This is an optimization exercise on Yosys and OpenROAD, whose aim is small area, a short achievable clock period and few clock cycles per item, not a production implementation.
RTL that was checked went through simulation tests only; none was proved equivalent to the original.
Some runs may be left out. An edit can pass the tests and still lose a function that they never use.
Only the layout flow was run in run 2; the RTL was not checked for function there.

## flow/design.v

```verilog
module systolic_array #(
    parameter DATAWIDTH = 16,
    parameter N_SIZE = 4
) (
    input clk, rst_n,
    input valid_in,
    input [N_SIZE*DATAWIDTH-1:0] matrix_a_in,  
    input [N_SIZE*DATAWIDTH-1:0] matrix_b_in,  
    output reg valid_out,
    output [N_SIZE*DATAWIDTH*2-1:0] matrix_out  
);
    wire [DATAWIDTH-1:0] a_in [0:N_SIZE-1];
    wire [DATAWIDTH-1:0] b_in [0:N_SIZE-1];
    reg [DATAWIDTH*2-1:0] c_out [0:N_SIZE-1];
    genvar g;
    generate
        for (g = 0; g < N_SIZE; g = g + 1) begin : ports
            assign a_in[g] = matrix_a_in[g*DATAWIDTH +: DATAWIDTH];
            assign b_in[g] = matrix_b_in[g*DATAWIDTH +: DATAWIDTH];
            assign matrix_out[g*2*DATAWIDTH +: 2*DATAWIDTH] = c_out[g];
        end
    endgenerate
    reg [DATAWIDTH-1:0] matrix_a_pipe [0:N_SIZE-1][0:N_SIZE-1];  
    reg [DATAWIDTH-1:0] matrix_b_pipe [0:N_SIZE-1][0:N_SIZE-1];  
    reg [DATAWIDTH*2-1:0] accumulator [0:N_SIZE-1][0:N_SIZE-1];  
    reg [DATAWIDTH-1:0] temp_a [0:N_SIZE-1];  
    reg [DATAWIDTH-1:0] temp_b [0:N_SIZE-1];  
    reg [N_SIZE*2-1:0] clock_cycle;  
    wire [N_SIZE*2-1:0] k = clock_cycle;  
    integer i, j, q;
    always @(posedge clk or negedge rst_n) begin
        if (!rst_n) begin
            clock_cycle <= 0;  
            for (i = 0; i < N_SIZE; i = i + 1) begin  
                for (j = 0; j < N_SIZE; j = j + 1) begin
                    matrix_a_pipe[i][j] <= 0;  
                    matrix_b_pipe[i][j] <= 0;  
                    accumulator[i][j] <= 0;  
                end
            end
        end
        else if (clock_cycle == N_SIZE*3 - 1) begin
            clock_cycle <= 0;
            for (i = 0; i < N_SIZE; i = i + 1) begin
                for (j = 0; j < N_SIZE; j = j + 1) begin
                    matrix_a_pipe[i][j] <= 0;
                    matrix_b_pipe[i][j] <= 0;
                    accumulator[i][j] <= 0;
                end
            end
        end
        else if (valid_in || clock_cycle != 0) begin
            if (clock_cycle < N_SIZE*2) begin
            if (clock_cycle < N_SIZE) begin
                for (q = 0; q < N_SIZE; q = q + 1) begin
                    matrix_a_pipe[q][0] <= a_in[q];  
                end
                for (q = 0; q < N_SIZE; q = q + 1) begin
                    matrix_b_pipe[0][q] <= b_in[q];  
                end
                temp_a[k] <= a_in[0];  
                temp_b[k] <= b_in[0];  
                accumulator[0][0] <= accumulator[0][0] + (a_in[0] * b_in[0]);  
            end
            for (q = 1; q < N_SIZE; q = q + 1) begin
                for (j = 1; j < N_SIZE; j = j + 1) begin
                    matrix_a_pipe[q][j] <= matrix_a_pipe[q][j-1];  
                    matrix_b_pipe[j][q] <= matrix_b_pipe[j-1][q];  
                end
            end
            if (clock_cycle > 1 && (clock_cycle < N_SIZE + 2) && N_SIZE > 1) begin
                accumulator[0][1] <= accumulator[0][1] + (temp_a[k-2] * matrix_b_pipe[1][1]);  
                accumulator[1][0] <= accumulator[1][0] + (temp_b[k-2] * matrix_a_pipe[1][1]);  
                accumulator[1][1] <= accumulator[1][1] + (matrix_a_pipe[1][1] * matrix_b_pipe[1][1]);  
            end
            if (clock_cycle > 2 && (clock_cycle < N_SIZE + 3) && N_SIZE > 2) begin  
                accumulator[0][2] <= accumulator[0][2] + (temp_a[k-3] * matrix_b_pipe[2][2]);  
                accumulator[1][2] <= accumulator[1][2] + (matrix_a_pipe[1][2] * matrix_b_pipe[2][2]);  
                accumulator[2][0] <= accumulator[2][0] + (temp_b[k-3] * matrix_a_pipe[2][2]);  
                accumulator[2][1] <= accumulator[2][1] + (matrix_b_pipe[2][1] * matrix_a_pipe[2][2]);  
                accumulator[2][2] <= accumulator[2][2] + (matrix_a_pipe[2][2] * matrix_b_pipe[2][2]);  
            end
            if (clock_cycle > 3 && (clock_cycle < N_SIZE + 4) && N_SIZE > 3) begin  
                accumulator[0][3] <= accumulator[0][3] + (temp_a[k-4] * matrix_b_pipe[3][3]);
                accumulator[1][3] <= accumulator[1][3] + (matrix_a_pipe[1][3] * matrix_b_pipe[3][3]);
                accumulator[2][3] <= accumulator[2][3] + (matrix_a_pipe[2][3] * matrix_b_pipe[3][3]);
                accumulator[3][0] <= accumulator[3][0] + (temp_b[k-4] * matrix_a_pipe[3][3]);
                accumulator[3][1] <= accumulator[3][1] + (matrix_b_pipe[3][1] * matrix_a_pipe[3][3]);
                accumulator[3][2] <= accumulator[3][2] + (matrix_b_pipe[3][2] * matrix_a_pipe[3][3]);
                accumulator[3][3] <= accumulator[3][3] + (matrix_a_pipe[3][3] * matrix_b_pipe[3][3]);
            end
            end
            clock_cycle <= clock_cycle + 1;  
        end
    end
    always @(*) begin
        valid_out = 0;
        for (i = 0; i < N_SIZE; i = i + 1) begin
            c_out[i] = 0;  
        end
        if (rst_n) begin
            for (j = 0; j < N_SIZE; j = j + 1) begin
                if (clock_cycle == N_SIZE*2 + j) begin
                    for (i = 0; i < N_SIZE; i = i + 1) begin
                        c_out[i] = accumulator[j][i];  
                    end
                    valid_out = 1;  
                end
            end
        end
    end
endmodule
```

## flow/run.sh

```bash
#!/bin/bash
# synth_recipe.tcl (not shown) runs the flow's synth.tcl, then flattens the netlist and writes it again
# the make line also repeats each setting of config.mk as NAME=value (left out here)
make -C /OpenROAD-flow-scripts/flow DESIGN_CONFIG=/design/flow/config.mk WORK_HOME=/design/flow/orfs CLKGATE_MAP_FILE= SYNTH_SCRIPT=/design/flow/synth_recipe.tcl finish
```

## flow/config.mk

```make
export PLATFORM = sky130hd
export DESIGN_NAME = systolic_array
export DESIGN_NICKNAME = systolic_array
export VERILOG_FILES = /design/flow/design.v
export SDC_FILE = /design/flow/constraint.sdc
export NUM_CORES = 8
export LEC_CHECK = 0
export CAP_MARGIN = 20
export CORE_MARGIN = 2
export CORE_UTILIZATION = 40
export SLEW_MARGIN = 20
```

## flow/constraint.sdc

```tcl
create_clock -name core_clock -period 10.0 [get_ports {clk}]
set_input_delay 2.0000 -clock core_clock [delete_from_list [all_inputs] [get_ports {clk}]]
set_output_delay 2.0000 -clock core_clock [all_outputs]
set_load 0.01 [all_outputs]
```

==> out/metrics.csv, run 1 <==
metric;value;unit
ant diodes;7;
RSZ-0062 raised after global routing;no;
Synth Area in Simple Gates;0.1615;
post-synth top area share;0.3745;
mux cell area share after synthesis;0.005150;
final period utilization;0.9016;
Worst-path clk slew;0.06;ns
Worst Setup EP;accumulator[8][29];
largest net degree at the start of global routing;180;
clock latency on the worst-skew pair;0.95;ns
max_cap viols;0;
grt met2 use;0.4171;
initial antenna violation count;23;
total grt overflow;0;
vias in the first global route;158000;
multi-input combinational area share;0.6893;
dpl hpwl;454900;um
Seq/Total Area, Yosys;0.1375;
status;timing/DRC/antenna clean;
GRT Util Overall;0.2499;
Inverters;5001;
most used cell, CP;fa_1;
setup_tns;0;ns
Post-Syn Area;192400;um2
Detail Route met3 WL;38400;um
Period minus WS final;9.016;ns
Critical Path Source;clock_cycle[1];
number of vias in the routed layout;147400;
Worst Setup Start Kind;flip-flop;
Tap Cells;6400;
crit end category;flip-flop;
clock buffer depth;4;
critical path depth;28;
Mean Syn Cell Area;8.695;um2
CTS tree;built;
Register Area;26550;um2
Fin. Hold Viols;0;
DR pass1 iterations;12;
GPL Wtd Cong;0.9307;
cell family contributing the most delay on the critical path;adder cells;
crit path kind;flip-flop to flip-flop;
routed length on met1;239300;um
WL/cell;21.07;um
Vias/cell;5.218;
Testbench counts for the RTL of run 1, summed over its fixed seeds: cycles 9,216, matrices 768.
Figure 1. Metal 3 (run 1).
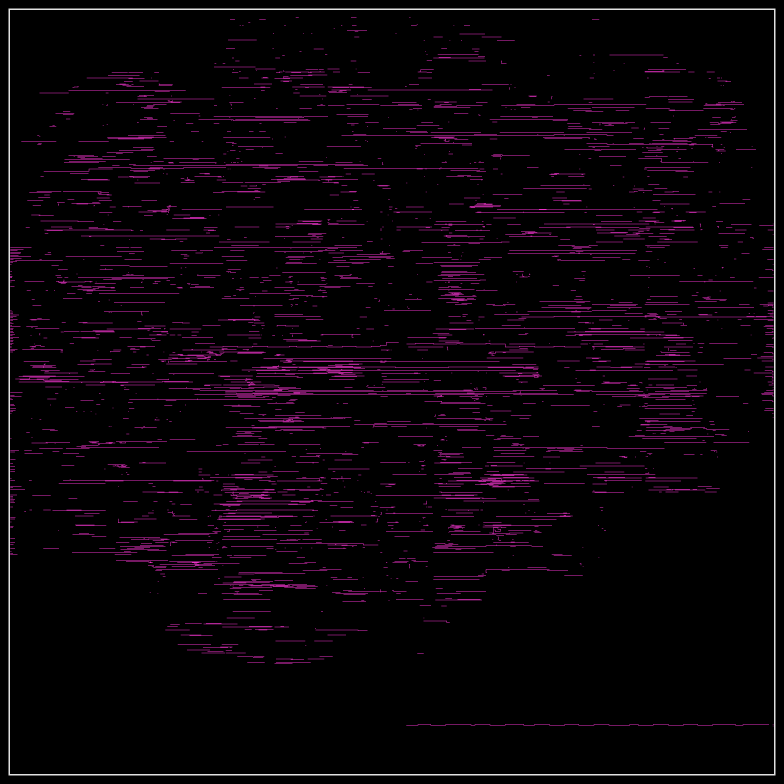
wire length on this layer: 38.4 mm
share of all routed wire: 6.5%
main direction: horizontal
nets with wire on the layer: 1,342
longest straight run: 239 um
global-route track usage on met3: 0.03167
final wirelength: 595,000 um

Figure 2. A small window of the routed layout (run 1).
Window x 498 to 548, y 498 to 548 um. Cells in grey, sequential cells in the stronger grey; small squares are vias.
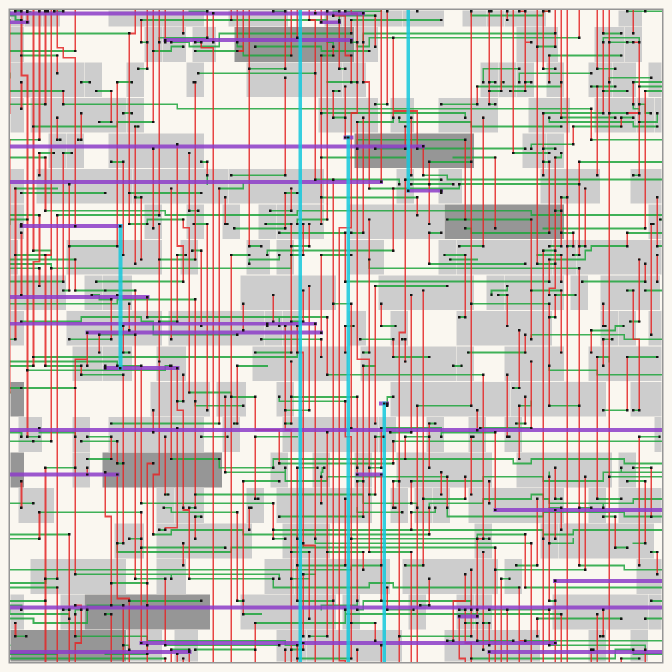
| layer | colour |
|---|---|
| M4 | cyan |
| M1 | green |
| M3 | purple |
| M2 | red |
cells with their middle in the window: 147
sequential cells in the window: 6
most frequent: fa_1 (35), inv_1 (32), nand2_1 (28)
netlist names of flops here include: accumulator (3), matrix_a_pipe (3)

Figure 3. Finished layout with every layer on (run 1).
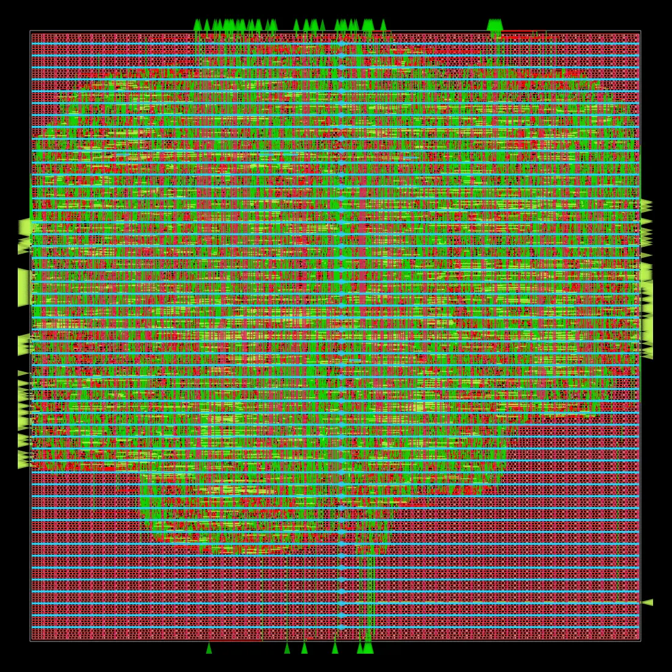
Util after Layout: 0.4328
final std cells w/o fill: 28,240
Die Width: 697.6 um
Finished Cell Area: 207,300 um2
die area: 486,600 um2

--- run 2: outline of the changes from run 1 ---
flow/design.v: 112 -> 2308 lines; modules unchanged: 0
  systolic_array: edited, 112 -> 2308 lines
Figure 4. Finished layout with every layer on (run 2).
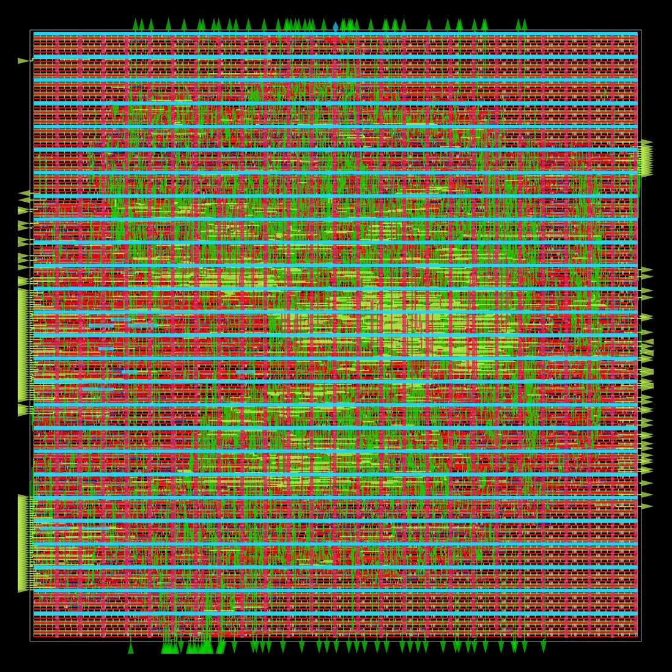
Finished Cell Area: 57,320 um2
Util after Layout: 0.4582
final wirelength: 140,900 um
Die Ht: 358.5 um
die area: 128,500 um2

Figure 5. A small window of the routed layout (run 2).
Window x 244 to 294, y 244 to 294 um. Cells in grey, sequential cells in the stronger grey; small squares are vias.
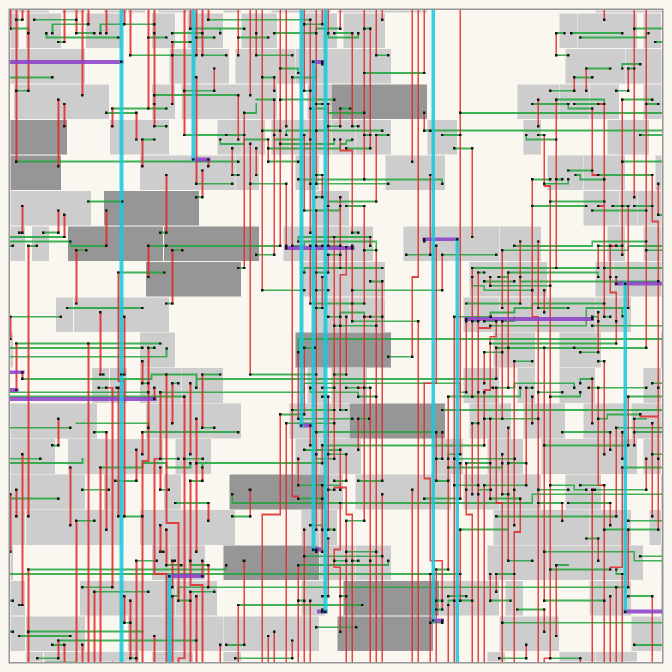
| layer | colour |
|---|---|
| M3 | purple |
| M1 | green |
| M4 | cyan |
| M2 | red |
most frequent: fa_1 (21), xor2_1 (14), inv_1 (14)
netlist names of flops here include: ps2 (6), pc2 (5), acc2 (2)
sequential cells in the window: 13
cells with their middle in the window: 139

==> out/metrics.csv, run 2 <==
metric;value;unit
Worst Setup EP;ps3[18];
most used cell, CP;fa_1;
Detail Route met3 WL;13170;um
Inverters;509;
final period utilization;0.4247;
largest net degree at the start of global routing;65;
cell family contributing the most delay on the critical path;adder cells;
final std cells w/o fill;6444;
post-synth top area share;0.3374;
Synth Area in Simple Gates;0.05218;
Max Fclk;0.2355;GHz
Post-Syn Area;50260;um2
Tap Cells;1650;
Fin. Hold Viols;0;
CTS tree;built;
Period minus WS final;4.247;ns
routed length on met1;58090;um
clock buffer depth;3;
Worst-path clk slew;0.06;ns
dpl hpwl;94730;um
crit path kind;flip-flop to flip-flop;
Critical Path Source;bneg[5];
Die Width;358.5;um
clock latency on the worst-skew pair;0.71;ns
Fin Clk Skew;0.05765;ns
crit end category;flip-flop;
critical path depth;7;
status;timing/DRC/antenna clean;
WL/cell;21.86;um
multi-input combinational area share;0.5206;
max_cap viols;0;
GPL Wtd Cong;0.8469;
DR pass1 iterations;6;
vias in the first global route;36050;
RSZ-0062 raised after global routing;no;
initial antenna violation count;12;
ant diodes;3;
grt met2 use;0.3601;
Figure 6. Metal 3 (run 2).
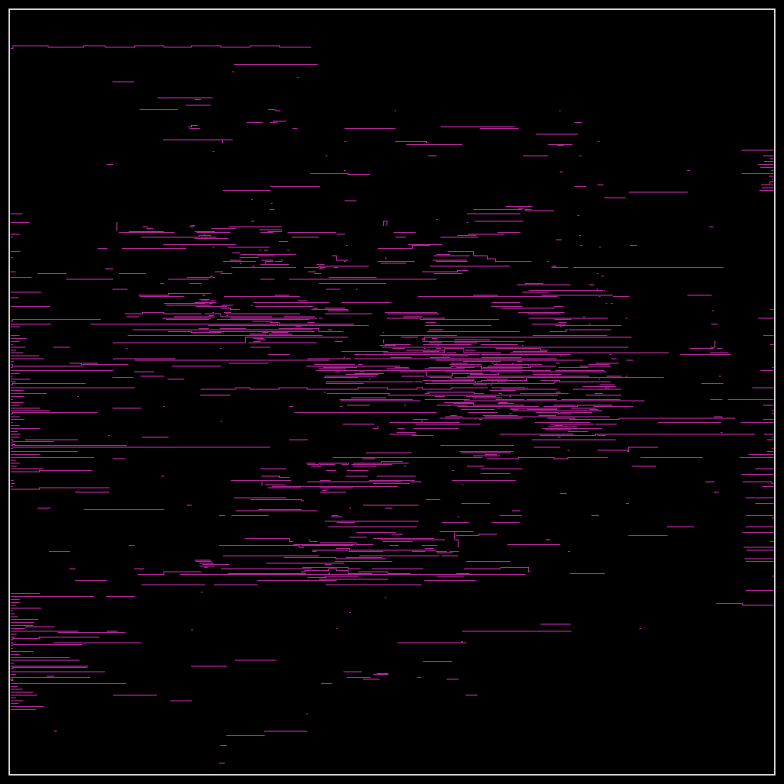
wire length on this layer: 13,200 um
longest straight run: 162 um
nets with wire on the layer: 392
global-route track usage on met3: 0.05736
number of vias in the routed layout: 34,090

-- re-timing with driven ports --
The flow's constraints put no driver on any port. The routed layouts listed below were extracted and timed again, unchanged, in two steps.
Step 1 sets driving cells, clkbuf_16 on the clock port and buf_2 on the other inputs (assumed; they add their load-dependent delay and slew).
Step 2, shift: input delay + t, output delay - t, t = (earliest + latest rising clock arrival at the registers) / 2. This alone moves slack from input paths to output paths.
a / b / c = ideal / step 1 / step 2; a / b = the first two.
run	shift t [ns]	setup WS [ns]	latest minus earliest clock arrival (ns)
run 1	1.029	0.984 / 0.984 / 0.958	0.086 / 0.086
run 2	0.761	5.753 / 5.753 / 5.753	0.062 / 0.062
After both steps setup and hold are still met in every run listed. The setup slack of run 1, which loses most, moves by 0.000 ns with the drivers and by -0.026 ns with both steps.
